From an optimization exercise on the open Yosys and OpenROAD flow, aimed at small area and a short achievable clock period; shortcuts taken in it are not production practice. Function was checked by simulation only, so behaviour that the tests miss may differ from the original. Power is estimated from default activity; no workload was simulated.

==> flow/design.v <==
module REG_MUX (D,OUT,CLK,RST,ENABLE	);
	parameter SIZE = 18 ;
	parameter RSTTYPE = "SYNC";
	parameter SEL = 1 ;
	input [ SIZE - 1 : 0 ]D;
	input CLK,RST,ENABLE; 
	output reg [SIZE-1:0]OUT;
	generate
		if(SEL == 1)begin
		if(RSTTYPE == "ASYNC") begin
			always @(posedge CLK or posedge RST) begin
				if (RST) begin
					OUT <= 0 ;					
				end
				else if(ENABLE) begin
					OUT <= D ;
				end
			end
		end
		else if(RSTTYPE == "SYNC") begin
			 always @(posedge CLK ) begin
			 	if (RST) begin
			 		OUT <= 0 ; 			 		
			 	end
			 	else if(ENABLE) begin
			 		OUT <= D ;
			 	end
			 end
		end
		end		
		else if(SEL == 0 )begin
		always @(*) begin
			OUT = D;
			end
		end
	endgenerate
endmodule
module mux4 (
	A,B,C,D,S,OUT
);
	parameter size = 1 ;
	input [size - 1 : 0 ]A,B,C,D;
	input [ 1 : 0]S;
	output reg [ size - 1 : 0 ]OUT;
	always @(*) begin
	 	case(S)
	 	2'b00: OUT = A ;
	 	2'b01: OUT = B ;
	 	2'b10: OUT = C ;
	 	2'b11: OUT = D ;
	 	endcase
	 end 
endmodule
module DSP (
	A,B,C,D,CARRYIN,CARRYOUT,CARRYOUTF,OPMODE,
	CLK,BCIN,RSTA,RSTB,RSTM,RSTP,RSTC,RSTD,RSTCARRYIN,
	RSTOPMODE,CEA,CEB,CEM,CEP,CEC,CED,CECARRYIN,CEOPMODE,PCIN,
	BCOUT,PCOUT,P,M
			);
	parameter A0REG 	   = 0 ;
	parameter A1REG 	   = 1 ;
	parameter B0REG 	   = 0 ;
	parameter B1REG 	   = 1 ;
	parameter CREG  	   = 1 ;
	parameter DREG  	   = 1 ;
	parameter MREG  	   = 1 ;
	parameter PREG  	   = 1 ;
	parameter CARRYINREG   = 1 ;
	parameter CARRYOUTREG  = 1 ;
	parameter OPMODEREG    = 1 ;
	parameter CARRYINSEL   = "OPMODE5";
	parameter B_INPUT      = "DIRECT";
	parameter RSTTYPE      = "SYNC";
	input [17:0]A,B,D,BCIN;
	input [47:0]C,PCIN;
	input [7:0]OPMODE;
	input CLK,CARRYIN,RSTA,RSTB,RSTM,RSTP,RSTC,RSTD,RSTCARRYIN,
		  RSTOPMODE,CEA,CEB,CEM,CEP,CEC,CED,CECARRYIN,CEOPMODE;
	output [17:0]BCOUT;
	output [47:0]PCOUT,P;
	output [35:0]M;
	output CARRYOUT , CARRYOUTF ;
	wire M2,CINDFF,COUTDFF;
	wire [7:0]opmode;
	wire [17:0]DFF,BDFF,B0DFF,ADD1,M1,B1DFF,A0DFF,A1DFF;
	wire [35:0]MUL,MULDFF;
	wire [47:0]CON,MUX_1,MUX_2,CFF,ADD2,z;
	REG_MUX #(8,RSTTYPE,OPMODEREG)OPMODE_OUT(OPMODE,opmode,CLK,RSTOPMODE,CEOPMODE);
	REG_MUX #(18,RSTTYPE,DREG)D_REG(D,DFF,CLK,RSTD,CED); 
	REG_MUX #(18,RSTTYPE,B0REG)B_REG0(BDFF,B0DFF,CLK,RSTB,CEB);
	REG_MUX #(18,RSTTYPE,B1REG)B_REG1(M1,B1DFF,CLK,RSTB,CEB);
	REG_MUX #(18,RSTTYPE,A0REG)A_REG0(A,A0DFF,CLK,RSTA,CEA);
	REG_MUX #(18,RSTTYPE,A1REG)A_REG1(A0DFF,A1DFF,CLK,RSTA,CEA);
	REG_MUX #(48,RSTTYPE,CREG)C_REG(C,CFF,CLK,RSTC,CEC);
	REG_MUX #(36,RSTTYPE,MREG)OUT_MULTIPLY(MUL,MULDFF,CLK,RSTM,CEM);
	REG_MUX #(1,RSTTYPE,CARRYINREG)CYI(M2,CINDFF,CLK,RSTCARRYIN,CECARRYIN);
	REG_MUX #(1,RSTTYPE,CARRYOUTREG)CYO(COUTDFF,CARRYOUT,CLK,RSTCARRYIN,CECARRYIN);
	REG_MUX #(48,RSTTYPE,PREG)P_REG(ADD2,P,CLK,RSTP,CEP);
	assign BDFF = ( B_INPUT == "DIRECT" ) ? B : BCIN ;
	assign ADD1 = (opmode[6] == 1) ?	DFF - B0DFF : DFF + B0DFF ;
	assign M1 = (opmode[4] == 1) ? B0DFF : ADD1 ;
	assign MUL = B1DFF * A1DFF ;
	assign BCOUT = B1DFF ;
	assign CON = {DFF[11:0],A1DFF,B1DFF};
	assign M = MULDFF ;
	assign M2 = (CARRYINSEL == "OPMODE5" ) ? opmode[5] : CARRYIN  ;
	assign {COUTDFF,ADD2} = (opmode[7] == 0 ) ? MUX_1 + MUX_2 + CINDFF : MUX_1 - MUX_2 - CINDFF ;
	assign z = {12'b0000_0000_0000,MULDFF} ;
	assign CARRYOUTF = CARRYOUT ;
	assign PCOUT = P ;
	mux4 #(48)MUX1(CON,P,z,48'b0,opmode[1:0],MUX_1);
	mux4 #(48)MUX2(CFF,P,PCIN,48'b0,opmode[3:2],MUX_2);
endmodule
==> flow/run.sh <==
#!/bin/bash
# synth_recipe.tcl (not shown) runs the flow's synth.tcl, then flattens the netlist and writes it again
# the make line also repeats each setting of config.mk as NAME=value (left out here)
make -C /OpenROAD-flow-scripts/flow DESIGN_CONFIG=/design/flow/config.mk WORK_HOME=/design/flow/orfs CLKGATE_MAP_FILE= SYNTH_SCRIPT=/design/flow/synth_recipe.tcl finish
==> flow/config.mk <==
export PLATFORM = sky130hd
export DESIGN_NAME = DSP
export DESIGN_NICKNAME = DSP
export VERILOG_FILES = /design/flow/design.v
export SDC_FILE = /design/flow/constraint.sdc
export NUM_CORES = 4
export LEC_CHECK = 0
export CAP_MARGIN = 20
export CORE_MARGIN = 2
export CORE_UTILIZATION = 40
export SLEW_MARGIN = 20
==> flow/constraint.sdc <==
create_clock -name core_clock -period 7.0 [get_ports {CLK}]
set_input_delay 1.4000 -clock core_clock [delete_from_list [all_inputs] [get_ports {CLK}]]
set_output_delay 1.4000 -clock core_clock [all_outputs]
set_load 0.01 [all_outputs]
==> out/qor.csv <==
stage;metric;value;unit
min_path;hp-class;flip-flop to flip-flop;
clock_tree;root_buffer;clkbuf_16;
power_and_ir_drop;p_sw_share;45.86;%
clock_tree;hold_buffers;0;
yosys;synth_cells;3361;
die;row_count;95;
global_routing;grt_max_degree;65;
worst_setup_path;critPathMaxFanout;8;
power_and_ir_drop;p_clk_share;18.2;%
place;post_dp_cell_area;30940;um^2
yosys;ys_types;83;
power_and_ir_drop;seqPwrFrac;24.6;%
global_routing;grt_pass1_vias;23730;
cells_and_area;area_delta_synth_final;16.88;%
yosys;synth_edf_count;0;
clock_tree;clk_transition_reported_paths;0.09;ns
cells_and_area;layout_common_cells;nand2_1 (407), inv_1 (407), clkdlybuf4s50_1 (320), nor2_1 (302), ha_1 (267);
sta;worstMarginPinSlew;1.105;ns
power_and_ir_drop;combinationalPowerShare;57.2;%
place;dp_hpwl;69920;um
detailed_routing;drc_errors;0;
cells_and_area;antenna_cells;0;
power_and_ir_drop;p_leak;14.58;nW
sta;fin_crit;6.662;ns
detailed_routing;route.vias.total;23610;
sta;finalCritPeriodShare;95.18;%
job;maxCapViolCount;0;
yosys;synth_ff_type;dfxtp_1;
run_status;status;complete, no violations;
die;initial_core_util;40.25;%
place;io_buffers;326;
power_and_ir_drop;vdd_drop_max;178.1;uV
place;gp_congestion;0.9338;
worst_setup_path;path_class;flip-flop to flip-flop;
worst_setup_path;worst_setup_path_start_kind;flip-flop;
die;placeableCoreArea;67040;um^2
clock_tree;cts_setup_buffers;0;
sta;hold_viol_final;0;
die;design.die.area;69560;um^2
sta;fmax;150.1;MHz
yosys;ys_seq_area_share;14.54;%
## critical path, stage by stage (launching register included)
cell and delay [ns]:
dfxtp_1 0.68, nand2_1 0.17, fa_1 0.54, fa_1 0.55, inv_1 0.05, fa_1 0.50, inv_1 0.05, fa_1 0.55
fa_1 0.43, fa_1 0.51, inv_1 0.05, ha_1 0.31, and4_1 0.24, and2_1 0.16, a221oi_2 0.06, buf_4 0.19
o221a_2 0.29, o31ai_1 0.26, buf_4 0.16, o2111ai_1 0.19, a32oi_1 0.30, xnor2_1 0.09, a211oi_1 0.22
## sequential cells by signal, indices dropped and copies added (netlist names), 8 cells and up
name and cells:
P_REG.OUT 48, D_REG.OUT 18, OUT_MULTIPLY.OUT 36, C_REG.OUT 48, B_REG1.OUT 18, A_REG1.OUT 18, OPMODE_OUT.OUT 8
## stage by stage
step / hold WS [ns] / power (mW) / utilization (%) / setup slack, ns / cells
floorplan: 0.4596 / 3.679 / - / 0.4905 / 3361
global placement: 0.4723 / 4.788 / 46.16 / 0.3207 / 4409
detailed placement: 0.4818 / 4.798 / 46.16 / 0.2634 / 4409
CTS: 0.5015 / 5.898 / 47.02 / 0.2584 / 4441
global route: 0.5215 / 6.326 / 47.05 / 0.01295 / 4442
finish: 0.4943 / 5.879 / 47.05 / 0.3375 / 4442
## metal layers
layer	wire, um	share of wire, %	GRT usage (%)
met1	38550	44	32.81
met2	40960	47	42.52
met3	5833	6.6	4.996
met4	2529	2.9	8.538
met5	0	0	0
## cells by family (layout without fill, tap and decap cells)
family / count (synthesis) / in the layout / share of synthesized area [%]
XOR/XNOR: 140 / 140 / 4.544
multiplexers: 223 / 223 / 8.272
flip-flops: 196 / 196 / 14.54
AO/OA/AOI/OAI: 606 / 606 / 14.26
buffers and inverters: 652 / 860 / 9.806
AND/OR/NAND/NOR: 1016 / 1016 / 16.84
adder cells (fa/ha/maj): 528 / 528 / 31.74
## Yosys cell counts, drive strengths merged, types with 8 or more instances
cell type  count  area [um^2]
ha           267         3341
a21oi        163        819.5
mux2i        223         2232
buf           66        445.4
nor2         302         1134
clkbuf       178        669.4
xnor2         83        727.0
or3           14        87.58
nand2b        11        68.82
nand2        407         1528
fa           261         5225
nand3         37        185.2
a31o           8        70.07
dfxtp        196         3924
a21o          68        510.5
inv          407         1528
xor2          57        499.2
o21a          15        120.1
a21boi         8        60.06
a211oi        41        307.8
and2         133        832.1
o211ai        22        170.2
nand4         21        131.4
nor2b         20        125.1
or2            9        56.31
nor3          31        155.2
o22ai          8        62.56
o21bai        19        146.4
o21ai        179        899.6
a31oi         15        93.84
o2111ai       10        100.1
and3          11        68.82
## final timing paths
check / cells after the start / from / slack [ns] / end
hold / removal: 2 / C_REG.OUT[16] / 0.49 / C_REG.OUT[16]
setup / recovery: 22 / B_REG1.OUT[13] / 0.34 / OUT_MULTIPLY.OUT[34]
hold reg to reg: 2 / C_REG.OUT[16] / 0.49 / C_REG.OUT[16]
setup reg to reg: 22 / B_REG1.OUT[13] / 0.34 / OUT_MULTIPLY.OUT[34]
## power by group through the flow
stage          clock, mW  sequential, mW  combinational [mW]
6_report            1.07            1.45                3.36
2_1_floorplan          0            1.37                2.31
3_5_place_dp           0            1.47                3.33
5_1_grt             1.13            1.46                3.73
3_3_place_gp           0            1.47                3.32
4_1_cts             1.10            1.45                3.35
## final cells by class
| cell class | instances | area (um^2) |
|---|---|---|
| repair buffers | 420 | 3976 |
| well taps | 873 | 1092 |
| clock buffers | 19 | 442.9 |
| fillers | 6766 | 35500 |
| multi-input cells | 2513 | 20430 |
| clock inverters | 13 | 131.4 |
| inverters | 408 | 1531 |
| flip-flops and latches | 196 | 3935 |
## repair_timing
action                                 CTS  global route
endpoints found under the hold margin    0             0
gates resized for setup                  0             1
setup endpoints to repair                0             3
Routing view:
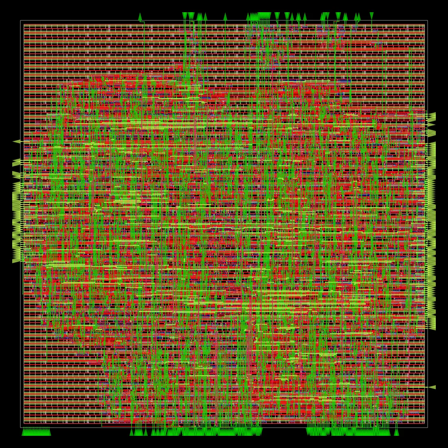
final wirelength: 87,870 um
Highest Signal Layer: met4
met2 wire length: 40,960 um
global-route usage over all layers: 25.42%
WL per Instance: 19.78 um

Pin placement:
Drawn at 1.5 px/um. Pins as bars across the die edge, other pins in gray.
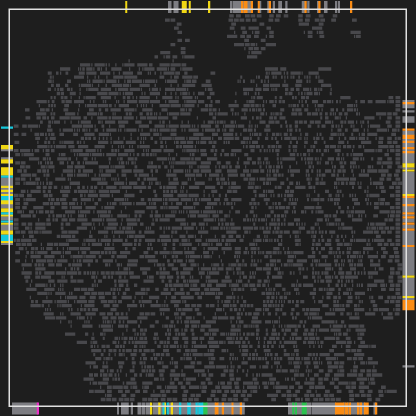
legend:
  green:
    port: `OPMODE`
    pins: 8
    direction: input
    edge: bottom
  magenta:
    port: `CARRYIN`
    pins: 1
    direction: input
    edge: bottom
  cyan:
    port: `BCOUT`
    pins: 18
    direction: output
    edge: 9 left, 9 bottom
  yellow:
    port: `M`
    pins: 36
    direction: output
    edge: 20 left, 6 right, 6 top, 4 bottom
  orange:
    port: `C`
    pins: 48
    direction: input
    edge: 20 bottom, 19 right, 9 top
all pins by edge: 158 bottom, 98 right, 45 top, 45 left

Logic cells by family:
Drawn at 2 px/um.
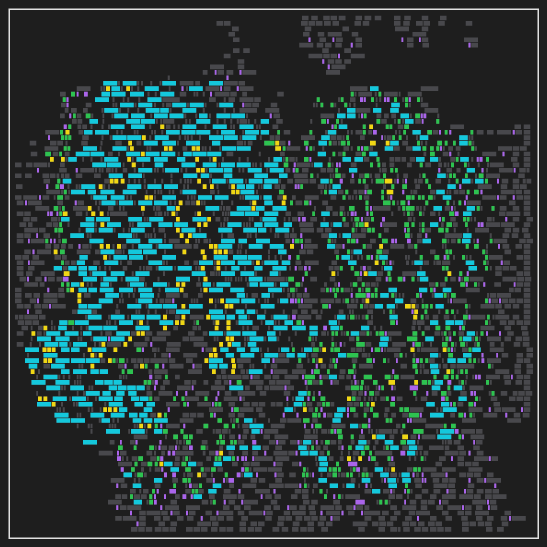
legend:
  purple:
    family: nor cells
    cells: 361
    where: all over the die
  yellow:
    family: and/or cells
    cells: 176
  green:
    family: aoi and oai cells
    cells: 500
  cyan:
    family: fa/ha/maj cells
    cells: 528

A small window of the routed layout:
Window x 56 to 76, y 56 to 76 um. Cells in gray, sequential cells in the stronger gray; small squares are vias.
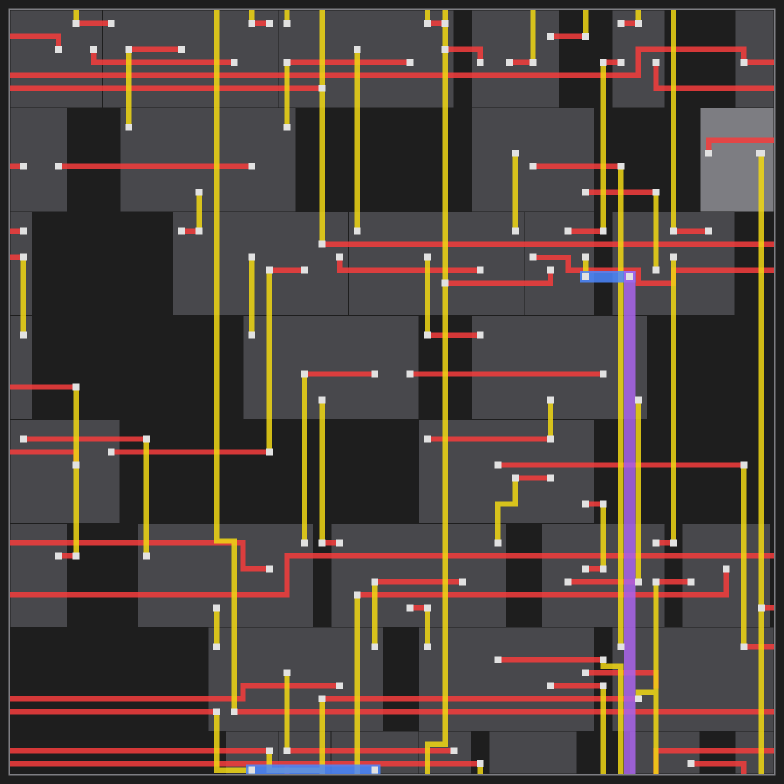
legend:
  yellow:
    layer: metal 2
  red:
    layer: metal 1
  blue:
    layer: metal 3
  purple:
    layer: metal 4
sequential cells in the window: 0
most frequent: ha_1 (14), xnor2_1 (2)
cells with their middle in the window: 22

## afterwards: timing with drivers on the ports
The results above use ideal ports. As a check the final layout listed here was re-extracted and re-timed, cells and wires unchanged.
Step 1, drivers: a clkbuf_16 drives CLK and a buf_2 each remaining input, both assumed.
Step 2, shift: input delay + t, output delay - t, t = (earliest + latest rising clock arrival at the registers) / 2. This alone moves slack from input paths to output paths.
Three values: no drivers, after step 1, after step 2; two values: the first two.
t, ns: 0.578
setup WS [ns]: 0.338 / 0.338 / 0.338
worst hold slack (ns): 0.494 / 0.494 / 0.494
latest minus earliest clock arrival (ns): 0.025 / 0.026
slew at the worst register clock pin (ns): 0.10 / 0.10
After both steps setup and hold are still met in this run. The setup slack of this run moves by 0.000 ns with the drivers and by 0.000 ns with both steps.
